This is an optimization exercise on Yosys and OpenROAD, whose aim is small area and a short achievable clock period, not a production implementation. Where RTL was checked, it was by simulation tests only, not by an equivalence proof against the original. The series may have gaps, and a smaller design here may also do less where the tests do not look. The RTL of run 4 was laid out without a check of its function. The clock cells of runs 1 to 3 come from the design's own scripts or RTL, not from TritonCTS. The flow treats the clock pin as an ideal source. Dropping or thinning the clock tree relies on that and would not hold on a real chip.

--- flow/design.v: outline only ---
// module fa_vec: 4 lines
// module ha_vec: 4 lines
// module rst_gate: 3 lines
// module FPM: 1568 lines
// module FPM_final: 20 lines
module FPM_final (
input clk,
input rst,
input [31 : 0] in1,
input [31 : 0] in2,
output [31 : 0] OUT
);
  // ...
==> flow/flow/run.sh <==
#!/bin/bash
# The standard layout, with two changes:
#  * buffer_ports uses buf_1 as the port buffer (not the delay buffer it picks
#    by default); flow/post_cts.tcl later makes the output buffers buf_2 and
#    the rst buffer buf_4;
#  * after CTS, flow/post_cts.tcl replaces the clock tree with a shallow
#    balanced tree of clkbuf_16 (one level of four buffers when the clock-pin
#    slew allows it, else two levels), and folds the resizer's fanout buffers
#    into their drivers where a stronger driver alone suffices.
set -euo pipefail
export BUFFER_PORTS_ARGS="-buffer_cell sky130_fd_sc_hd__buf_1"
export POST_CTS_TCL="$PWD/flow/post_cts.tcl"
bash standard.sh > standard_flow.log 2>&1
==> flow/flow/post_cts.tcl <==
# Replace the clock tree CTS built with a shallow balanced tree: the clk port
# drives NL1 clock buffers; each drives NL2 leaf clock buffers, and each leaf
# buffer drives the clock pins of one cluster of nearby flip-flops (clusters
# of about equal size, found by k-means on the flip-flop positions).
if {![info exists l1_master_name]} { set l1_master_name sky130_fd_sc_hd__clkbuf_16 }
if {![info exists l2_master_name]} { set l2_master_name sky130_fd_sc_hd__clkbuf_16 }
set block [ord::get_db_block]
set db [ord::get_db]
set clk_net [$block findNet clk]

# balanced k-means: returns (assignment list, centre list)
proc bal_kmeans {pts k} {
  set n [llength $pts]
  set cap [expr {int(ceil(double($n) / $k))}]
  set cx 0; set cy 0
  foreach p $pts { set cx [expr {$cx + [lindex $p 0]}]; set cy [expr {$cy + [lindex $p 1]}] }
  set cx [expr {$cx / $n}]; set cy [expr {$cy / $n}]
  set centres {}
  for {set c 0} {$c < $k} {incr c} {
    set a [expr {2 * 3.14159265 * ($c + 0.5) / $k}]
    lappend centres [list [expr {$cx + 20000 * cos($a)}] [expr {$cy + 20000 * sin($a)}]]
  }
  for {set iter 0} {$iter < 40} {incr iter} {
    set pairs {}
    for {set i 0} {$i < $n} {incr i} {
      for {set c 0} {$c < $k} {incr c} {
        set p [lindex $pts $i]; set q [lindex $centres $c]
        lappend pairs [list [expr {hypot([lindex $p 0] - [lindex $q 0], [lindex $p 1] - [lindex $q 1])}] $i $c]
      }
    }
    set assign [lrepeat $n -1]
    set count [lrepeat $k 0]
    foreach pr [lsort -real -index 0 $pairs] {
      lassign $pr d i c
      if {[lindex $assign $i] >= 0 || [lindex $count $c] >= $cap} { continue }
      lset assign $i $c
      lset count $c [expr {[lindex $count $c] + 1}]
    }
    set newc {}
    for {set c 0} {$c < $k} {incr c} {
      set sx 0; set sy 0; set m 0
      for {set i 0} {$i < $n} {incr i} {
        if {[lindex $assign $i] == $c} {
          set sx [expr {$sx + [lindex $pts $i 0]}]; set sy [expr {$sy + [lindex $pts $i 1]}]; incr m
        }
      }
      if {$m} { lappend newc [list [expr {$sx / $m}] [expr {$sy / $m}]] } else { lappend newc [lindex $centres $c] }
    }
    set centres $newc
  }
  return [list $assign $centres]
}

proc add_buf {block master name x y in_net} {
  set inst [odb::dbInst_create $block $master $name]
  $inst setLocation [expr {int($x)}] [expr {int($y)}]
  $inst setPlacementStatus PLACED
  set net [odb::dbNet_create $block "${name}_net"]
  $net setSigType CLOCK
  foreach it [$inst getITerms] {
    set mn [[$it getMTerm] getName]
    if {$mn eq "A"} { $it connect $in_net }
    if {$mn eq "X"} { $it connect $net }
  }
  return $net
}

# estimated load of a cluster in fF: clock pins plus a star of wires to its centre
proc cluster_cost {pts assign k} {
  set worst 0
  for {set c 0} {$c < $k} {incr c} {
    set sx 0; set sy 0; set m 0
    foreach p $pts a $assign { if {$a == $c} { set sx [expr {$sx + [lindex $p 0]}]; set sy [expr {$sy + [lindex $p 1]}]; incr m } }
    if {!$m} { continue }
    set sx [expr {$sx / $m}]; set sy [expr {$sy / $m}]
    set w 0
    foreach p $pts a $assign { if {$a == $c} { set w [expr {$w + abs([lindex $p 0] - $sx) + abs([lindex $p 1] - $sy)}] } }
    set load [expr {1.8 * $m + 0.215 * 0.5 * $w / 1000.0}]
    if {$load > $worst} { set worst $load }
  }
  return $worst
}

proc lloyd {pts k seed} {
  expr {srand($seed)}
  set n [llength $pts]
  set centres {}
  for {set c 0} {$c < $k} {incr c} { lappend centres [lindex $pts [expr {int(rand() * $n)}]] }
  for {set iter 0} {$iter < 50} {incr iter} {
    set assign {}
    foreach p $pts {
      set best -1; set bd 1e18
      for {set c 0} {$c < $k} {incr c} {
        set q [lindex $centres $c]
        set d [expr {hypot([lindex $p 0] - [lindex $q 0], [lindex $p 1] - [lindex $q 1])}]
        if {$d < $bd} { set bd $d; set best $c }
      }
      lappend assign $best
    }
    set newc {}
    for {set c 0} {$c < $k} {incr c} {
      set sx 0; set sy 0; set m 0
      foreach p $pts a $assign { if {$a == $c} { set sx [expr {$sx + [lindex $p 0]}]; set sy [expr {$sy + [lindex $p 1]}]; incr m } }
      if {$m} { lappend newc [list [expr {$sx / $m}] [expr {$sy / $m}]] } else { lappend newc [lindex $centres $c] }
    }
    set centres $newc
  }
  return [list $assign $centres]
}

proc build_tree {nl1 nl2 l1_master_name l2_master_name} {
set block [ord::get_db_block]
set db [ord::get_db]
set clk_net [$block findNet clk]
set sinks {}
foreach inst [$block getInsts] {
  if {![[$inst getMaster] isSequential]} { continue }
  foreach it [$inst getITerms] {
    if {[[$it getMTerm] getName] eq "CLK"} { lappend sinks $it }
  }
}
puts "post_cts: [llength $sinks] flip-flop clock pins"

# remove the CTS tree: every cell reached from clk before the flip-flops
set old_insts {}
set old_nets {}
set frontier [list $clk_net]
while {[llength $frontier]} {
  set next {}
  foreach net $frontier {
    foreach it [$net getITerms] {
      set inst [$it getInst]
      if {[[$inst getMaster] isSequential]} { continue }
      if {[$it isOutputSignal]} { continue }
      if {[lsearch -exact $old_insts $inst] >= 0} { continue }
      lappend old_insts $inst
      foreach ot [$inst getITerms] {
        if {[$ot isOutputSignal] && [$ot getNet] ne "NULL"} {
          lappend next [$ot getNet]
          lappend old_nets [$ot getNet]
        }
      }
    }
  }
  set frontier $next
}
puts "post_cts: removing [llength $old_insts] clock-tree cells"
foreach it $sinks { $it disconnect }
foreach inst $old_insts { odb::dbInst_destroy $inst }
foreach net [lsort -unique $old_nets] {
  if {[llength [$net getITerms]] == 0} { odb::dbNet_destroy $net }
}



set pts {}
foreach it $sinks {
  set box [[$it getInst] getBBox]
  lappend pts [list [expr {([$box xMin] + [$box xMax]) / 2.0}] [expr {([$box yMin] + [$box yMax]) / 2.0}]]
}
set nleaf [expr {$nl1 > 0 ? $nl1 * $nl2 : $nl2}]
set cands {}
lassign [bal_kmeans $pts $nleaf] a c
lappend cands [list [cluster_cost $pts $a $nleaf] $a $c]
for {set seed 1} {$seed <= 200} {incr seed} {
  lassign [lloyd $pts $nleaf $seed] a c
  lappend cands [list [cluster_cost $pts $a $nleaf] $a $c]
}
set cands [lsort -real -index 0 $cands]
set uniq {}
set seen {}
foreach cd $cands {
  set key [lindex $cd 0]
  if {[lsearch -exact $seen $key] >= 0} { continue }
  lappend seen $key
  lappend uniq $cd
}
set pick [expr {min($::pick, [llength $uniq] - 1)}]
lassign [lindex $uniq $pick] best_cost leaf_of leaf_centres
puts "post_cts: clustering rank $pick, worst load [format %.1f $best_cost] fF"
set l1m [$db findMaster $l1_master_name]
set l2m [$db findMaster $l2_master_name]
if {$nl1 > 0} {
  lassign [bal_kmeans $leaf_centres $nl1] top_of top_centres
} else {
  set top_of [lrepeat $nleaf 0]
}
for {set t 0} {$t < max($nl1, 1)} {incr t} {
  if {$nl1 > 0} {
    set c [lindex $top_centres $t]
    set tnet [add_buf $block $l1m "clkbuf_t$t" [lindex $c 0] [lindex $c 1] $clk_net]
  } else {
    set tnet $clk_net
  }
  for {set l 0} {$l < $nleaf} {incr l} {
    if {[lindex $top_of $l] != $t} { continue }
    set c [lindex $leaf_centres $l]
    set lnet [add_buf $block $l2m "clkbuf_t${t}_l$l" [lindex $c 0] [lindex $c 1] $tnet]
    set m 0
    for {set i 0} {$i < [llength $sinks]} {incr i} {
      if {[lindex $leaf_of $i] == $l} { [lindex $sinks $i] connect $lnet; incr m }
    }
    puts "post_cts: clkbuf_t${t}_l$l drives $m flip-flops"
  }
}
}

proc max_clk_slew {} {
  set mx 0
  foreach pin [get_pins -of_objects [all_registers] -filter "name==CLK"] {
    foreach e {rise fall} { foreach a {min max} {
      set s [get_property $pin slew_${a}_$e]
      if {$s > $mx} { set mx $s }
    } }
  }
  return $mx
}

set_propagated_clock [all_clocks]
set best_pick 0
set best_slew 1e9
for {set ::pick 0} {$::pick < 8} {incr ::pick} {
  build_tree 0 4 $l1_master_name $l2_master_name
  estimate_parasitics -placement
  set s [max_clk_slew]
  puts "post_cts: candidate $::pick, worst clock-pin slew $s"
  if {$s < $best_slew} { set best_slew $s; set best_pick $::pick }
}
set ::pick $best_pick
build_tree 0 4 $l1_master_name $l2_master_name
detailed_placement
estimate_parasitics -placement
set s [max_clk_slew]
puts "post_cts: one-level tree, worst clock-pin slew $s"
if {$s > 0.12} {
  set ::pick 0
  build_tree 4 2 $l1_master_name $l2_master_name
  detailed_placement
  estimate_parasitics -placement
  puts "post_cts: two-level tree, worst clock-pin slew [max_clk_slew]"
}
check_placement -verbose
report_clock_latency

# Port buffers: buffer_ports made every port buffer a buf_1; the output
# buffers drive the pins' load better as buf_2, and the rst buffer fans out to
# the whole output register.
proc port_buffer {bt} {
  foreach it [[$bt getNet] getITerms] {
    set inst [$it getInst]
    if {[$bt getIoType] eq "OUTPUT" && [$it isOutputSignal]} { return $inst }
    if {[$bt getIoType] eq "INPUT" && [$it isInputSignal] && [string match "*buf*" [[$inst getMaster] getName]]} { return $inst }
  }
  return ""
}
foreach bt [[ord::get_db_block] getBTerms] {
  set name [$bt getName]
  if {$name eq "clk"} { continue }
  set inst [port_buffer $bt]
  if {$inst eq ""} { continue }
  if {[$bt getIoType] eq "OUTPUT"} {
    replace_cell [get_cells [$inst getName]] sky130_fd_sc_hd__buf_2
  } elseif {$name eq "rst"} {
    replace_cell [get_cells [$inst getName]] sky130_fd_sc_hd__buf_4
  }
}
detailed_placement
check_placement -verbose
estimate_parasitics -placement
report_checks -from [all_inputs] -to [all_registers -data_pins] -format end -group_path_count 2
report_checks -from [all_registers -clock_pins] -to [all_outputs] -format end -group_path_count 2

# Fold fanout buffers into their drivers: where a buf_4 inserted by the
# resizer is the only load of a small cell, drop the buffer and give the
# driver more drive strength instead (a smaller total area); repair_design then
# re-buffers any net that still breaks a slew or capacitance limit.
set upsize {
  sky130_fd_sc_hd__inv_1 sky130_fd_sc_hd__inv_4
  sky130_fd_sc_hd__inv_2 sky130_fd_sc_hd__inv_4
  sky130_fd_sc_hd__nand2_1 sky130_fd_sc_hd__nand2_2
  sky130_fd_sc_hd__nor2_1 sky130_fd_sc_hd__nor2_2
  sky130_fd_sc_hd__dfxtp_1 sky130_fd_sc_hd__dfxtp_2
}
set block [ord::get_db_block]
set db [ord::get_db]
set merged 0
foreach inst [$block getInsts] {
  if {[[$inst getMaster] getName] ne "sky130_fd_sc_hd__buf_4"} { continue }
  set in_it ""; set out_it ""
  foreach it [$inst getITerms] {
    if {[$it isInputSignal]} { set in_it $it }
    if {[$it isOutputSignal]} { set out_it $it }
  }
  if {$in_it eq "" || $out_it eq ""} { continue }
  set in [$in_it getNet]; set out [$out_it getNet]
  if {$in eq "NULL" || $out eq "NULL"} { continue }
  if {[llength [$in getBTerms]] || [llength [$out getBTerms]]} { continue }
  if {[$in getSigType] ne "SIGNAL" || [$out getSigType] ne "SIGNAL"} { continue }
  set its [$in getITerms]
  if {[llength $its] != 2} { continue }
  set drv ""
  foreach it $its { if {[$it isOutputSignal]} { set drv [$it getInst] } }
  if {$drv eq ""} { continue }
  set dm [[$drv getMaster] getName]
  if {![dict exists $upsize $dm]} { continue }
  # move the buffer's loads onto the driver's net
  set loads {}
  foreach it [$out getITerms] { if {$it ne $out_it} { lappend loads $it } }
  foreach it $loads { $it disconnect; $it connect $in }
  $in_it disconnect
  $out_it disconnect
  odb::dbInst_destroy $inst
  odb::dbNet_destroy $out
  replace_cell [get_cells [$drv getName]] [dict get $upsize $dm]
  incr merged
}
puts "merge_bufs: folded $merged buffers into their drivers"
estimate_parasitics -placement
repair_design -slew_margin 20 -cap_margin 20
detailed_placement
estimate_parasitics -placement
==> flow/standard.sh <==
#!/bin/bash
# synth_recipe.tcl (not shown) runs the flow's synth.tcl, then flattens the netlist and writes it again
# the make line also repeats each setting of config.mk as NAME=value (left out here)
make -C /OpenROAD-flow-scripts/flow DESIGN_CONFIG=/design/flow/config.mk WORK_HOME=/design/flow/orfs CLKGATE_MAP_FILE= SYNTH_SCRIPT=/design/flow/synth_recipe.tcl "${@:-finish}"
==> flow/config.mk <==
export PLATFORM = sky130hd
export DESIGN_NAME = FPM_final
export DESIGN_NICKNAME = FPM_final
export VERILOG_FILES = /design/flow/design.v
export SDC_FILE = /design/flow/constraint.sdc
export NUM_CORES = 4
export LEC_CHECK = 0
export ABC_AREA = 1
export CAP_MARGIN = 20
export CORE_MARGIN = 2
export CORE_UTILIZATION = 60
export SLEW_MARGIN = 20
export SYNTH_HIERARCHICAL = 1
export SYNTH_MINIMUM_KEEP_SIZE = 0
==> flow/constraint.sdc <==
create_clock -name core_clock -period 45.0 [get_ports {clk}]
set_input_delay 9.0000 -clock core_clock [delete_from_list [all_inputs] [get_ports {clk}]]
set_output_delay 9.0000 -clock core_clock [all_outputs]
set_load 0.01 [all_outputs]
run_1/met3.png
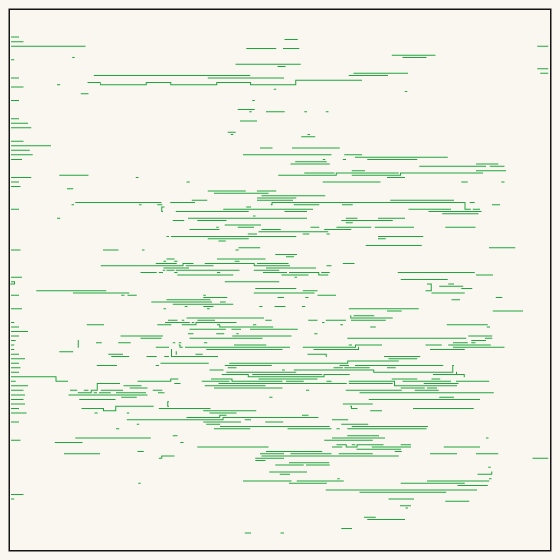
longest straight run: 58.0 um
wire length on this layer: 3,830 um
nets with wire on the layer: 205
routing usage on met3: 5.618%
WL final: 45.26 mm
DR vias: 12,320

run_1/met2.png
The bar under the picture is 50 um long.
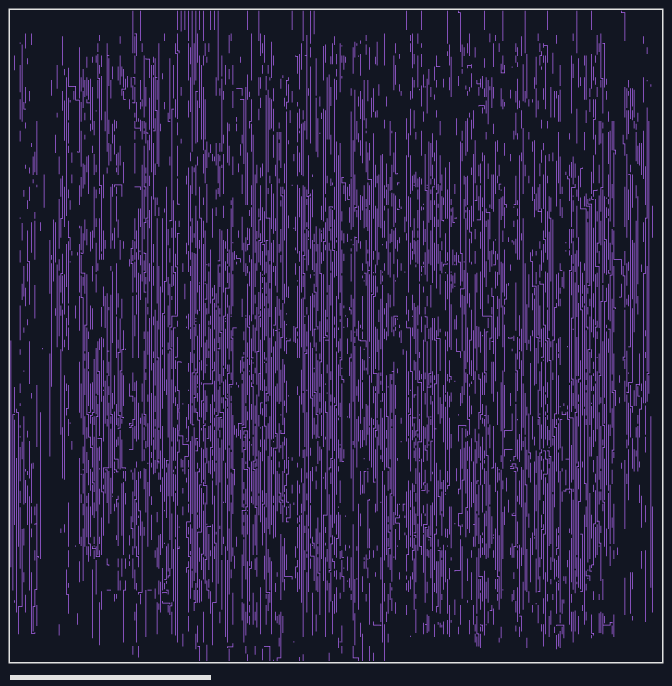
longest straight run: 62.7 um
nets with wire on the layer: 1,700
share of all routed wire: 46%
wire length on this layer: 20.8 mm
met2 Usage GRT: 56.21%

run_1/met4.png
The bar under the picture is 50 um long. Supply wires on this layer in gray.
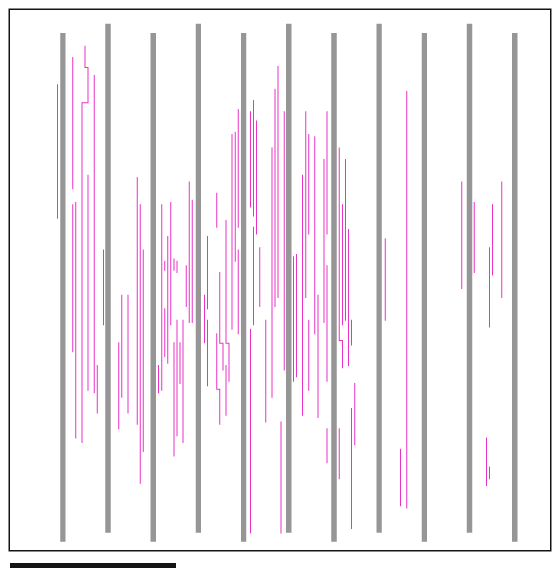
share of all routed wire: 7.0%
longest straight run: 125 um
wire length on this layer: 3,160 um
nets with wire on the layer: 73
main direction: vertical

run_1/final_clocks.png
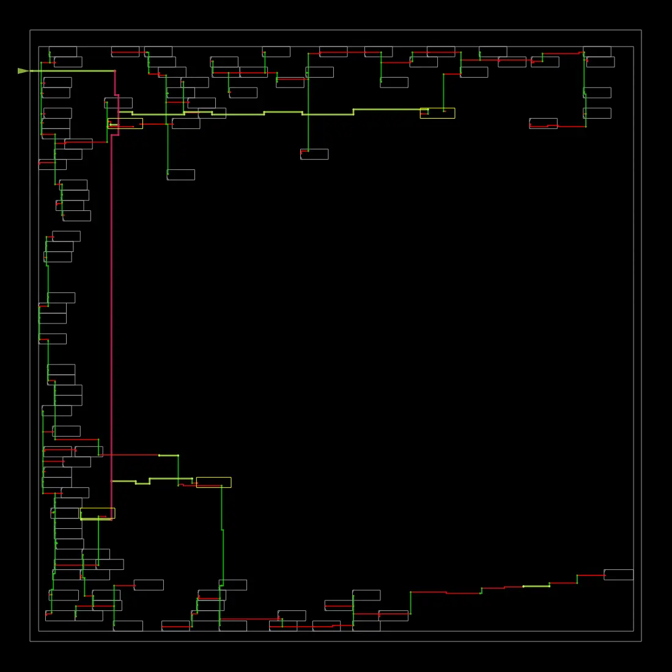
FFs & Latches: 97
CTS Sinks: 97
clock latency (worst-skew pair): 0.17 ns
clock skew: 0.02126 ns

==> summary.txt, run 1 <==
* Status: no timing/DRC/antenna violations
* Min Tclk post-route at around 9.6 ns
* CP max FO at 1
* R2R setup slack at roughly 36 ns
* Die Span Y at 162.2 um
* Hold Crit Class: register to register
* Final Hold Viols at 0
* Post-route ant nets at 0
* Async set-reset flop share out of synthesis at 0%
* Commonest non-fill, non-tap cell in the layout: xor2_1
* Largest family of logic cells by synthesized area: adder cells
* Gr ovfl total at 0
* First-pass GRT wire length at 71.57 mm
* CP peak stage delay at 0.33 ns
* Syn Area/Cell at 9.398 um^2
* Met3 wire length at 3.831 mm
* Worst Max-Slew Pin Slew at 1.123 ns
* Crit. End Element: output pin
* Share of the synthesized area in the top cell type at 35.08%
* Placed cells at around 1,900
* Dpl ws at 35.38 ns
* Initial detailed-routing violation count at roughly 1,200
* Synth Area in XOR/XNOR at 16.40%
* Synth Area in Adders at 41.66%
* Crit path depth at 1
* Gr busiest metal: met2
* Fillers at 2,085
* Num rows at 57
* Count of cell types in the netlist at 40
* IO Pins at 98
* Vias in the first global route at 12,680
* Largest net degree at the start of global routing at 34
* Ratio of cells with drive above 1 in the final layout at 6.548%
* Worst hold slack at approximately 0.54 ns
* Setup CP Type: register to output pin
* Die width at about 160 um
* WP buf/inv at 1
* Final Cell Area at between 15,000 and 20,000 um^2
* Initial antenna violation count at 0
* Crit-path leading delay family: flip-flops
* Final setup viols at 0
* Mux cell area share after synthesis at 0%
* GR Util All Layers at 35.61%
* Uppermost layer routed: met4
* Rel. slew slack at 25.16%
* Synth warn at 7
* Routed met2 length at 20.80 mm
* Tap Count at about 320
* Cell Area, Synth at 15,010 um^2
* Most frequent cells in the layout: xor2_1 (277), o22ai_1 (264), fa_1 (263)
* Post-Layout Cell Count at 1,897
* Final Core Density at 63.41%
* Post-synth top cells: xor2_1 (277), o22ai_1 (264), fa_1 (263)
* DR vias/cell at 6.493
* Setup TNS at 0 ns
* Worst path cell trace: buf_2
* Met1 WL at 17.47 mm
* Post-synth EDFFs at 0
* Multi-input gate area at ~12,000 um^2
* DRT Pass-1 Iters at 5
* Worst path arrival time at about 0.60 ns
* Slowest-stage cell, CP: dfxtp_1
* Routed length per instance at 23.86 um
* Fraction of area in registers at between 10% and 20%
* Worst EP required at between 30 and 40 ns
* Slew Limit Fails at 0
* Most common cell in the netlist: xor2_1
* Final period util at a little over a fifth
* Multi-In Gates at 1,280
* Inverters at 89
* Area contributors post-synth: fa_1 (35%), xor2_1 (16%), dfxtp_1 (13%)
* Starting Density at about 60%
* Detailed placement HPWL at between 30 and 40 mm
* Clk slew on worst S/H paths at approximately 0.09 ns
* Post-synthesis sequential area ratio at 12.94%
* RD Place Congestion at 0.9191
* Area of the die at between 20,000 and 30,000 um^2
* Hold Path Depth at 3
* Number of I/O port buffers at 97
* Max Fclk at 104.2 MHz
* DRC viols at 0
* Fraction of area in multi-input gates at roughly 79%
* Synth Area in Compound Gates at 14.36%
* Syn Inst Count at 1,597
* Synth Flop Type: dfxtp_1
* Synth Register Bits at 97
* Reg area at 1956 um^2
* M1 GR Usage at a little under half
* Startpoint Class: register
* Placed cell area at 15,560 um^2
* Leading cell kind: multi-input gates
* Layout area overhead at 3.351%
* R2R cell count at 38
run_1/final_worst_path.png
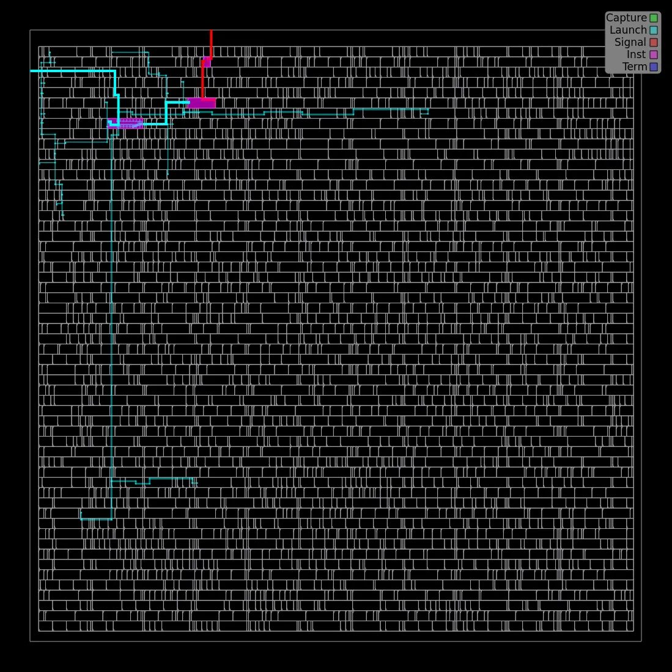

## Run 2: what changed since run 1
--- a/flow/flow/post_cts.tcl
+++ b/flow/flow/post_cts.tcl
@@ -275,7 +275,7 @@
 # driver more drive strength instead (a smaller total area); repair_design then
 # re-buffers any net that still breaks a slew or capacitance limit.
 set upsize {
-  sky130_fd_sc_hd__inv_1 sky130_fd_sc_hd__inv_4
+  sky130_fd_sc_hd__inv_1 sky130_fd_sc_hd__inv_2
   sky130_fd_sc_hd__inv_2 sky130_fd_sc_hd__inv_4
   sky130_fd_sc_hd__nand2_1 sky130_fd_sc_hd__nand2_2
   sky130_fd_sc_hd__nor2_1 sky130_fd_sc_hd__nor2_2
run_2/final_worst_path.png
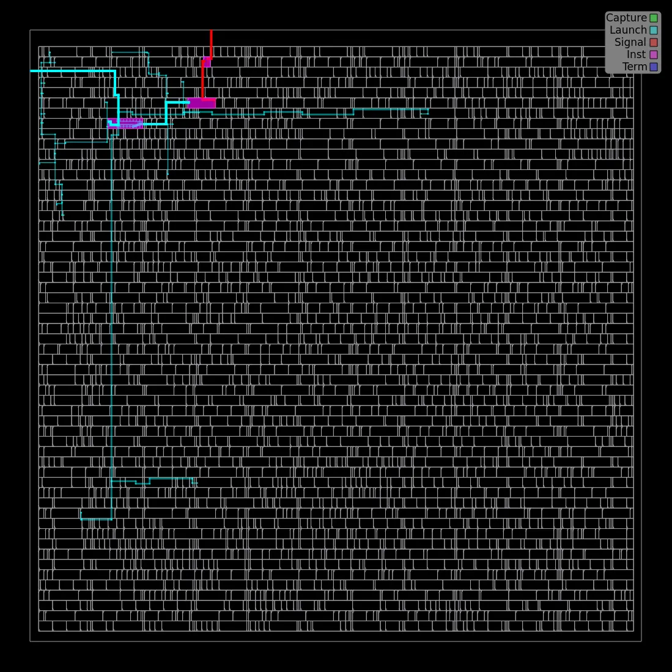
Final Core Density: 63.32%
Final WS setup: 35.40 ns
min Tclk post-route: 9.601 ns
setup TNS: 0 ns
Post-Layout Cell Count: 1,897

run_2/met3.png
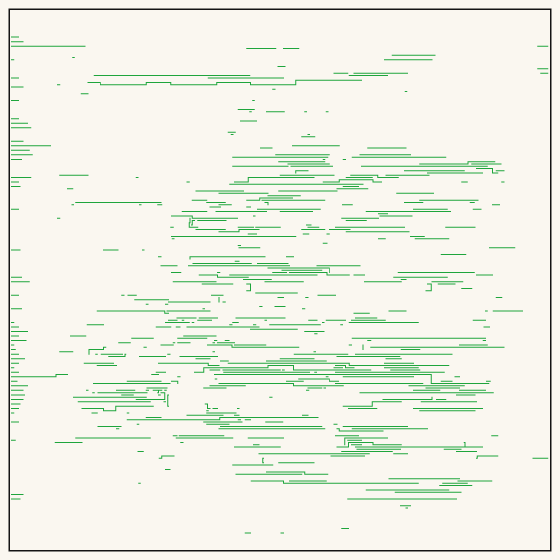
main direction: horizontal
nets with wire on the layer: 200
routing usage on met3: 5.592%
WL final: 45.26 mm
DR vias: 12,360

==> run 2 against run 1 <==
Net effect:
- first-iteration DRC count grew 6.6%
- register-to-register slack lost 0.02 ns
==> summary.txt, run 2 <==
* DRC viols at 0
* Final period util at a little over a fifth
* Met3 wire length at around 4 mm
* DR vias/cell at 6.517
* Worst path cell trace: buf_2
* Clock skew at 0.02473 ns
* Multi-input gate area at 12,230 um^2
* Most frequent cells in the layout: xor2_1 (277), o22ai_1 (264), fa_1 (263)
* Tap Count at between 300 and 400
* Clk slew on worst S/H paths at 0.09 ns
* Die width at 162.2 um
* Gr ovfl total at 0
* Commonest non-fill, non-tap cell in the layout: xor2_1
* Reg area at about 2000 um^2
* WP buf/inv at 1
* Routed length per instance at 23.86 um
* First-pass GRT wire length at a little over 70 mm
* Largest net degree at the start of global routing at 34
* Cell Area, Synth at roughly 15,000 um^2
* Crit-path leading delay family: flip-flops
* FFs & Latches at 97
* Setup CP Type: register to output pin
* Worst EP required at 36.00 ns
* Detailed placement HPWL at approximately 32 mm
* Num rows at between 50 and 60
* Layout area overhead at 3.201%
* Post-synth EDFFs at 0
* Synth Area in Adders at 41.66%
* Startpoint Class: register
* Routed met2 length at 20.73 mm
* R2R setup slack at between 30 and 40 ns
* Ratio of cells with drive above 1 in the final layout at 6.548%
* Met2 Usage GRT at 56.36%
* Synth Area in Compound Gates at around 14%
* Post-synth top cells: xor2_1 (277), o22ai_1 (264), fa_1 (263)
* Hold Path Depth at 3
* Rel. slew slack at a little under a quarter
* M1 GR Usage at 45.99%
* Synth Area in XOR/XNOR at 16.40%
* Initial detailed-routing violation count at 1,303
* Dpl ws at 35.38 ns
* Final #Nets at approximately 2,000
* Max Fclk at ~100 MHz
* Area contributors post-synth: fa_1 (35%), xor2_1 (16%), dfxtp_1 (13%)
* Worst Max-Slew Pin Slew at 1.142 ns
* Largest family of logic cells by synthesized area: adder cells
* Simple-gate portion of the synthesized area at 8.620%
* Worst hold slack at between 0.5 and 0.6 ns
* Synth Flop Type: dfxtp_1
* Diode count at 0
* Share of the synthesized area in the top cell type at a little over a third
* Synth warn at 7
* Worst path arrival time at 0.60 ns
* Fraction of area in registers at 12.63%
* Most common cell in the netlist: xor2_1
* Number of I/O port buffers at 97
* Async set-reset flop share out of synthesis at 0%
* Multi-In Gates at 1,280
* IO Pins at 98
* Crit. End Element: output pin
* Slowest-stage cell, CP: dfxtp_1
* Status: no timing/DRC/antenna violations
* Uppermost layer routed: met4
* Starting Density at 61.36%
* Placed cell area at 15,560 um^2
* Gr busiest metal: met2
* Mux cell area share after synthesis at 0%
* DRT Pass-1 Iters at 5
* Count of cell types in the netlist at 40
* Die Span Y at 162.2 um
* Synth Register Bits at 97
* CP max FO at 1
* Hold Crit Class: register to register
* RD Place Congestion at 0.9191
* Post-synthesis sequential area ratio at 12.94%
* Slew Limit Fails at 0
* CTS Sinks at 97
* Area of the die at 26,300 um^2
* Vias in the first global route at about 13,000
* Final Hold Viols at 0
* Final setup viols at 0
* Inverters at 89
* Crit path depth at 1
* R2R cell count at 38
* Initial antenna violation count at 0
* Fraction of area in multi-input gates at 78.97%
* CP peak stage delay at roughly 0.33 ns
* Final Cell Area at ~15,000 um^2
* Syn Inst Count at 1,597
* Syn Area/Cell at 9.398 um^2
* Post-route ant nets at 0
run_2/final_clocks.png
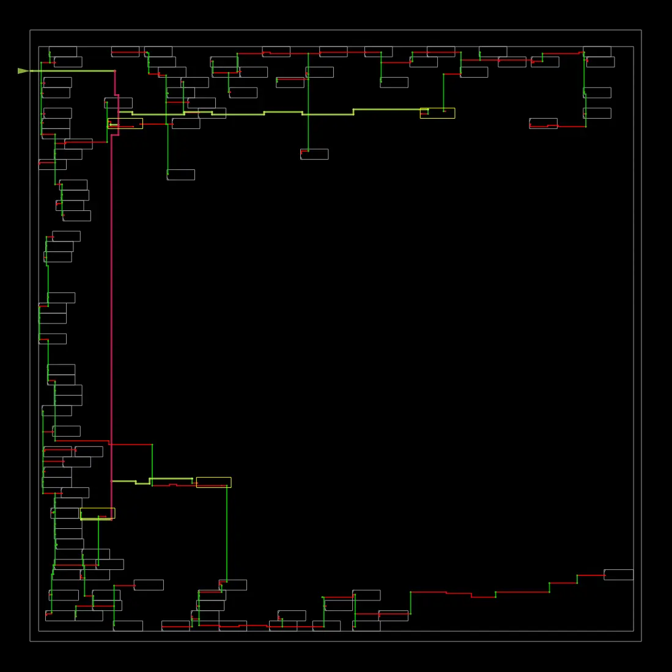

## Run 3: large edit since run 2, in outline
flow/design.v: 1599 -> 1601 lines; modules unchanged: 4
  FPM: edited, 1568 -> 1570 lines
run_3/final_clocks.png
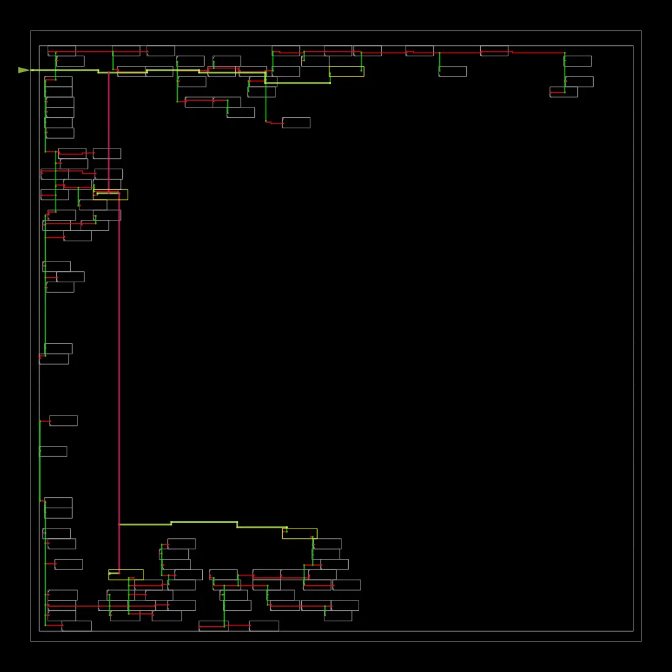
clock skew: 0.02800 ns

==> run 3 against run 2 <==
Net effect:
- setup slack lost 0.027 ns
- via count fell by 1.4%
- cell count decreased by 0.21%
- routed wire length decreased by 3.7%
- highest routed layer unchanged
- critical path depth did not move
- sequential share of layout area up 0.083 points
- still clean on timing, DRC and antenna
==> summary.txt, run 3 <==
* Startpoint Class: register
* Post-synth top cells: xor2_1 (266), fa_1 (263), o22ai_1 (261)
* Leading cell kind: multi-input gates
* Async set-reset flop share out of synthesis at 0%
* Most frequent cells in the layout: xor2_1 (266), fa_1 (263), o22ai_1 (261)
* Synth Flop Type: dfxtp_1
* First-pass GRT wire length at between 60 and 70 mm
* RD Place Congestion at between 0.8 and 0.9
* Post-synthesis sequential area ratio at a little over an eighth
* Crit-path leading delay family: flip-flops
* WL final at between 40 and 50 mm
* Met3 wire length at 3.923 mm
* Syn Area/Cell at roughly 9.4 um^2
* Die Span Y at roughly 160 um
* Synth Area in XOR/XNOR at between 10% and 20%
* Largest family of logic cells by synthesized area: adder cells
* Worst Max-Slew Pin Slew at 1.060 ns
* Initial antenna violation count at 0
* Area of the die at 26,170 um^2
* Rel. slew slack at 29.19%
* Worst path arrival time at 0.63 ns
* Final WS setup at 35.37 ns
* FFs & Latches at 97
* IO Pins at 98
* Gr ovfl total at 0
* R2R setup slack at approximately 36 ns
* Clock latency (worst-skew pair) at 0.17 ns
* Max Fclk at just over 100 MHz
* Multi-input gate area at between 10,000 and 15,000 um^2
* Layout area overhead at 3.024%
* Post-synth EDFFs at 0
* Uppermost layer routed: met4
* Placed cells at about 1,900
* Worst hold slack at 0.5328 ns
* Synth Area in Adders at 41.03%
* Die width at ~160 um
* Min Tclk post-route at 9.629 ns
* CP peak stage delay at roughly 0.34 ns
* Met1 WL at about 16 mm
* Cell Area, Synth at approximately 15,000 um^2
* Commonest non-fill, non-tap cell in the layout: xor2_1
* Final Cell Area at 15,390 um^2
* Mux cell area share after synthesis at 0%
* Final period util at 21.40%
* Simple-gate portion of the synthesized area at a little under a tenth
* Fillers at 2,173
* Setup TNS at 0 ns
* Synth Area in Compound Gates at 14.62%
* Reg area at 1956 um^2
* Number of I/O port buffers at 97
* Detailed placement HPWL at 30.82 mm
* GR Util All Layers at 34.39%
* DRC viols at 0
* Area contributors post-synth: fa_1 (35%), xor2_1 (16%), dfxtp_1 (13%)
* Count of cell types in the netlist at 46
* Tap Count at 324
* Diode count at 0
* Final Core Density at between 60% and 70%
* Status: no timing/DRC/antenna violations
* WP buf/inv at 1
* Syn Inst Count at between 1,500 and 2,000
* Largest net degree at the start of global routing at 34
* Slowest-stage cell, CP: dfxtp_1
* Setup CP Type: register to output pin
* Most common cell in the netlist: xor2_1
* DR vias/cell at ~6.4
* Hold Path Depth at 3
* Final #Nets at ~2,000
* Synth Register Bits at 97
* Dpl ws at 35.37 ns
* Synth warn at 7
* Core area at ~24,000 um^2
* Hold Crit Class: register to register
* Worst path cell trace: buf_2
* R2R cell count at 37
* Met2 Usage GRT at 57.91%
* Starting Density at about three fifths
* Final setup viols at 0
* Initial detailed-routing violation count at 1,164
* Vias in the first global route at roughly 13,000
* Multi-In Gates at around 1,300
* Inverters at 91
* CTS Sinks at 97
* Fraction of area in multi-input gates at 78.68%
* Fraction of area in registers at approximately an eighth
* Share of the synthesized area in the top cell type at 35.25%
* Post-Layout Cell Count at 1,893
* DRT Pass-1 Iters at 6
* Routed met2 length at 20.96 mm
* Ratio of cells with drive above 1 in the final layout at 7.330%
* Routed length per instance at 23.02 um
* Gr busiest metal: met2
* Crit. End Element: output pin
* Post-route ant nets at 0
* Placed cell area at 15,440 um^2
run_3/met3.png
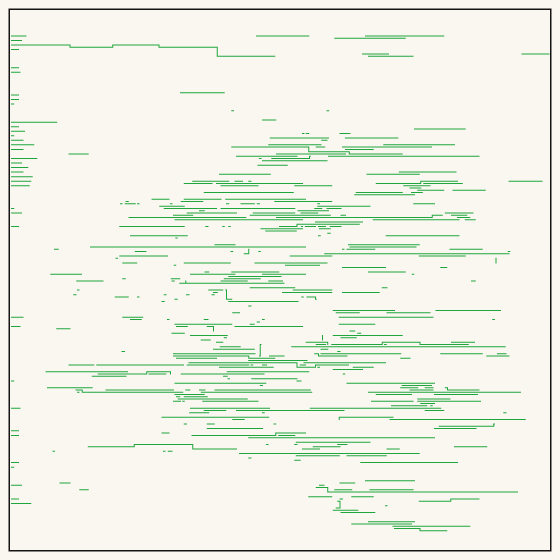
longest straight run: 64.4 um
main direction: horizontal
wire length on this layer: 3,920 um
share of all routed wire: 9.0%
nets with wire on the layer: 165
DR vias: 12,190
routing usage on met3: 6.384%

run_3/met4.png
The bar under the picture is 50 um long. Supply wires on this layer in gray.
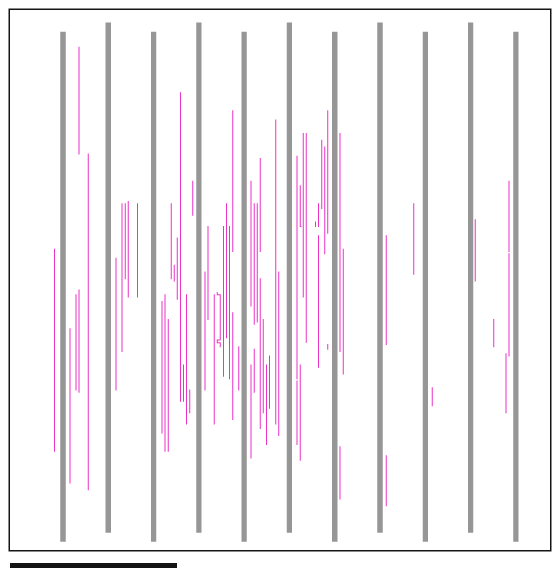

## Run 4: large edit since run 3, in outline
flow/design.v: 1601 -> 3345 lines; modules unchanged: 0
  mant_mul: new, 3307 lines
  FPM: edited, 1570 -> 18 lines
  FPM_final: edited, 20 -> 20 lines
  removed: fa_vec, ha_vec, rst_gate
==> module FPM_final as of run 4 <==
module FPM_final (
input clk,
input rst,
input [31 : 0] in1,
input [31 : 0] in2,
output [31 : 0] OUT
);
reg [31:0] A, B;
reg        rst_d;
reg [31:0] out_r;
wire [31:0] product;
FPM B1 (.A(A), .B(B), .kill(rst | rst_d), .product(product));
always @(posedge clk) begin
    A     <= in1;
    B     <= in2;
    rst_d <= rst;
    out_r <= product;
end
assign OUT = out_r;
endmodule
==> module FPM as of run 4 <==
module FPM (
    input  [31:0] A,
    input  [31:0] B,
    input         kill,       
    output [31:0] product
    );
wire [47:0] p;
mant_mul mm (.a(A[22:0]), .b(B[22:0]), .p(p));
wire [7:0] e0 = A[30:23] + B[30:23] + 8'd129;
wire [7:0] e1 = A[30:23] + B[30:23] + 8'd130;
wire [7:0] e  = p[47] ? e1 : e0;
wire [22:0] m = p[47] ? p[46:24] : p[45:23];
wire za = (A[30:0] == 31'd0);
wire zb = (B[30:0] == 31'd0);
wire z  = kill | (za & ~A[31]) | (zb & ~B[31]);
wire ze = za | zb;
assign product = z ? 32'd0 : {A[31] ^ B[31], ze ? 8'd0 : e, m};
endmodule
==> flow/run.sh (new file) <==
#!/bin/bash
# synth_recipe.tcl (not shown) runs the flow's synth.tcl, then flattens the netlist and writes it again
# the make line also repeats each setting of config.mk as NAME=value (left out here)
make -C /OpenROAD-flow-scripts/flow DESIGN_CONFIG=/design/flow/config.mk WORK_HOME=/design/flow/orfs CLKGATE_MAP_FILE= SYNTH_SCRIPT=/design/flow/synth_recipe.tcl finish
--- a/flow/config.mk
+++ b/flow/config.mk
@@ -6,9 +6,6 @@
 export NUM_CORES = 4
 export LEC_CHECK = 0
-export ABC_AREA = 1
 export CAP_MARGIN = 20
 export CORE_MARGIN = 2
-export CORE_UTILIZATION = 60
+export CORE_UTILIZATION = 40
 export SLEW_MARGIN = 20
-export SYNTH_HIERARCHICAL = 1
-export SYNTH_MINIMUM_KEEP_SIZE = 0
removed: flow/flow/run.sh
removed: flow/flow/post_cts.tcl
removed: flow/standard.sh
run_4/met4.png
The bar under the picture is 50 um long. Supply wires on this layer in gray.
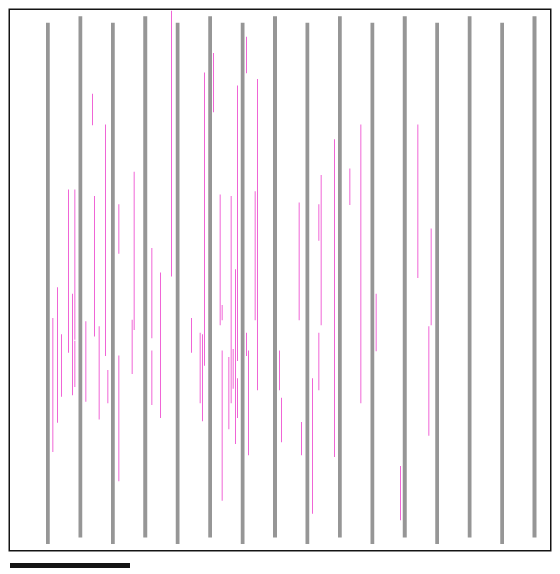
longest straight run: 133 um
main direction: vertical
nets with wire on the layer: 42
wire length on this layer: 2,630 um
WL final: 56.86 mm
DR vias: 14,070

==> run 4 against run 3 <==
Net effect:
- clock skew shrank 0.017 ns
- first-iteration DRC count shrank 34%
- still clean on timing, DRC and antenna
- area after synthesis grew 32%
==> summary.txt, run 4 <==
* CP max FO at 23
* Synth Area in Adders at 55.38%
* Max Fclk at 95.12 MHz
* Status: no timing/DRC/antenna violations
* Die Span Y at 225.9 um
* Detailed placement HPWL at 41.59 mm
* Final period util at about a quarter
* Met1 WL at around 22 mm
* Fraction of area in multi-input gates at 70.09%
* Final #Nets at between 2,000 and 3,000
* Gr ovfl total at 0
* Final Cell Area at 21,770 um^2
* Syn Area/Cell at 9.344 um^2
* Worst Max-Slew Pin Slew at 0.9315 ns
* Fillers at about 4,800
* Uppermost layer routed: met4
* Initial detailed-routing violation count at 769
* Startpoint Class: input pin
* R2R cell count at 23
* Worst path cell trace: clkdlybuf4s50_1 > or4_1 > a211oi_1
* Synth warn at 1
* Most common cell in the netlist: inv_1
* Worst EP required at approximately 45 ns
* Crit path depth at 3
* Synth Register Bits at 97
* CP peak stage delay at 0.94 ns
* Routed length per instance at ~20 um
* Layout area overhead at 10.54%
* Largest family of logic cells by synthesized area: adder cells
* Synth Flop Type: dfxtp_1
* Routing usage on met3 at under 10%
* Final WS setup at 34.49 ns
* Commonest non-fill, non-tap cell in the layout: inv_1
* Largest net degree at the start of global routing at 40
* RD Place Congestion at 0.8467
* Synth Area in XOR/XNOR at 1.067%
* First-pass GRT wire length at about 92 mm
* Post-Layout Cell Count at 2,837
* Multi-In Gates at 1,350
* Most frequent cells in the layout: inv_1 (562), fa_1 (495), and2_1 (329)
* Post-route ant nets at 0
* Post-synth EDFFs at 0
* Area of the die at 51,040 um^2
* Cell Area, Synth at 19,700 um^2
* Ratio of cells with drive above 1 in the final layout at 3.405%
* Hold Path Depth at 2
run_4/met2.png
The bar under the picture is 50 um long.
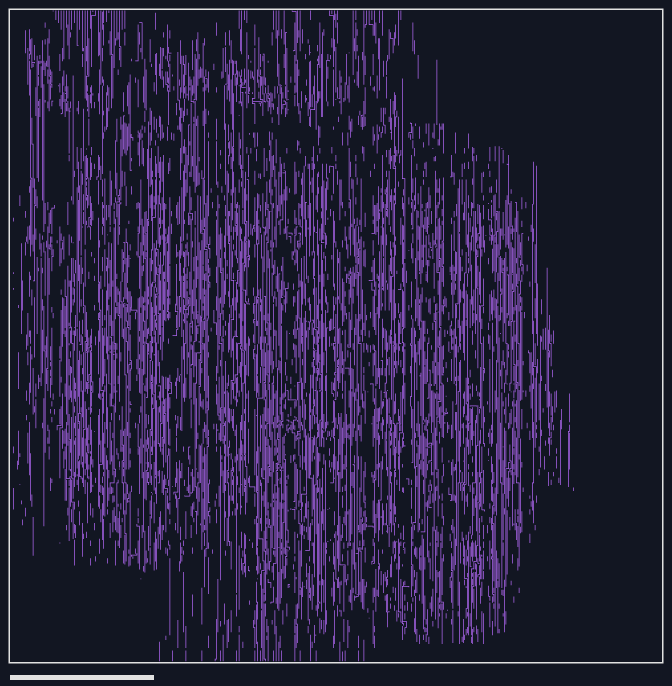
nets with wire on the layer: 2,403
share of all routed wire: 50%
met2 Usage GRT: 42.52%

-- port drivers added, routing unchanged --
Ports are ideal in the flow. The routed layouts listed here were re-timed in OpenROAD.
Step 1, drivers: a clkbuf_16 drives clk and a buf_2 each remaining input, both assumed.
Step 2 adds t to the input delays and takes it off the output delays; t is the mean of the earliest and latest rising clock arrival at the registers after step 1. Input paths then give back, and output paths get back, about the clock's delay inside the block.
a / b / c = ideal / step 1 / step 2; a / b = the first two.
| run | shift t [ns] | setup WS [ns] | worst hold slack (ns) | slew at the worst register clock pin (ns) | worst slew at a driven data input, ns |
|---|---|---|---|---|---|
| run 1 | 0.257 | 35.399 / 35.303 / 35.351 | 0.538 / 0.539 / 0.539 | 0.11 / 0.11 | 0.06 |
| run 2 | 0.258 | 35.399 / 35.303 / 35.350 | 0.538 / 0.538 / 0.538 | 0.11 / 0.11 | 0.06 |
| run 3 | 0.249 | 35.371 / 35.274 / 35.355 | 0.533 / 0.533 / 0.533 | 0.10 / 0.11 | 0.04 |
| run 4 | 0.420 | 34.487 / 34.503 / 34.083 | 0.537 / 0.537 / 0.537 | 0.08 / 0.08 | 0.05 |
After both steps every run listed still meets setup and hold. The setup slack of run 4, which loses most, moves by +0.016 ns with the drivers and by -0.404 ns with both steps.
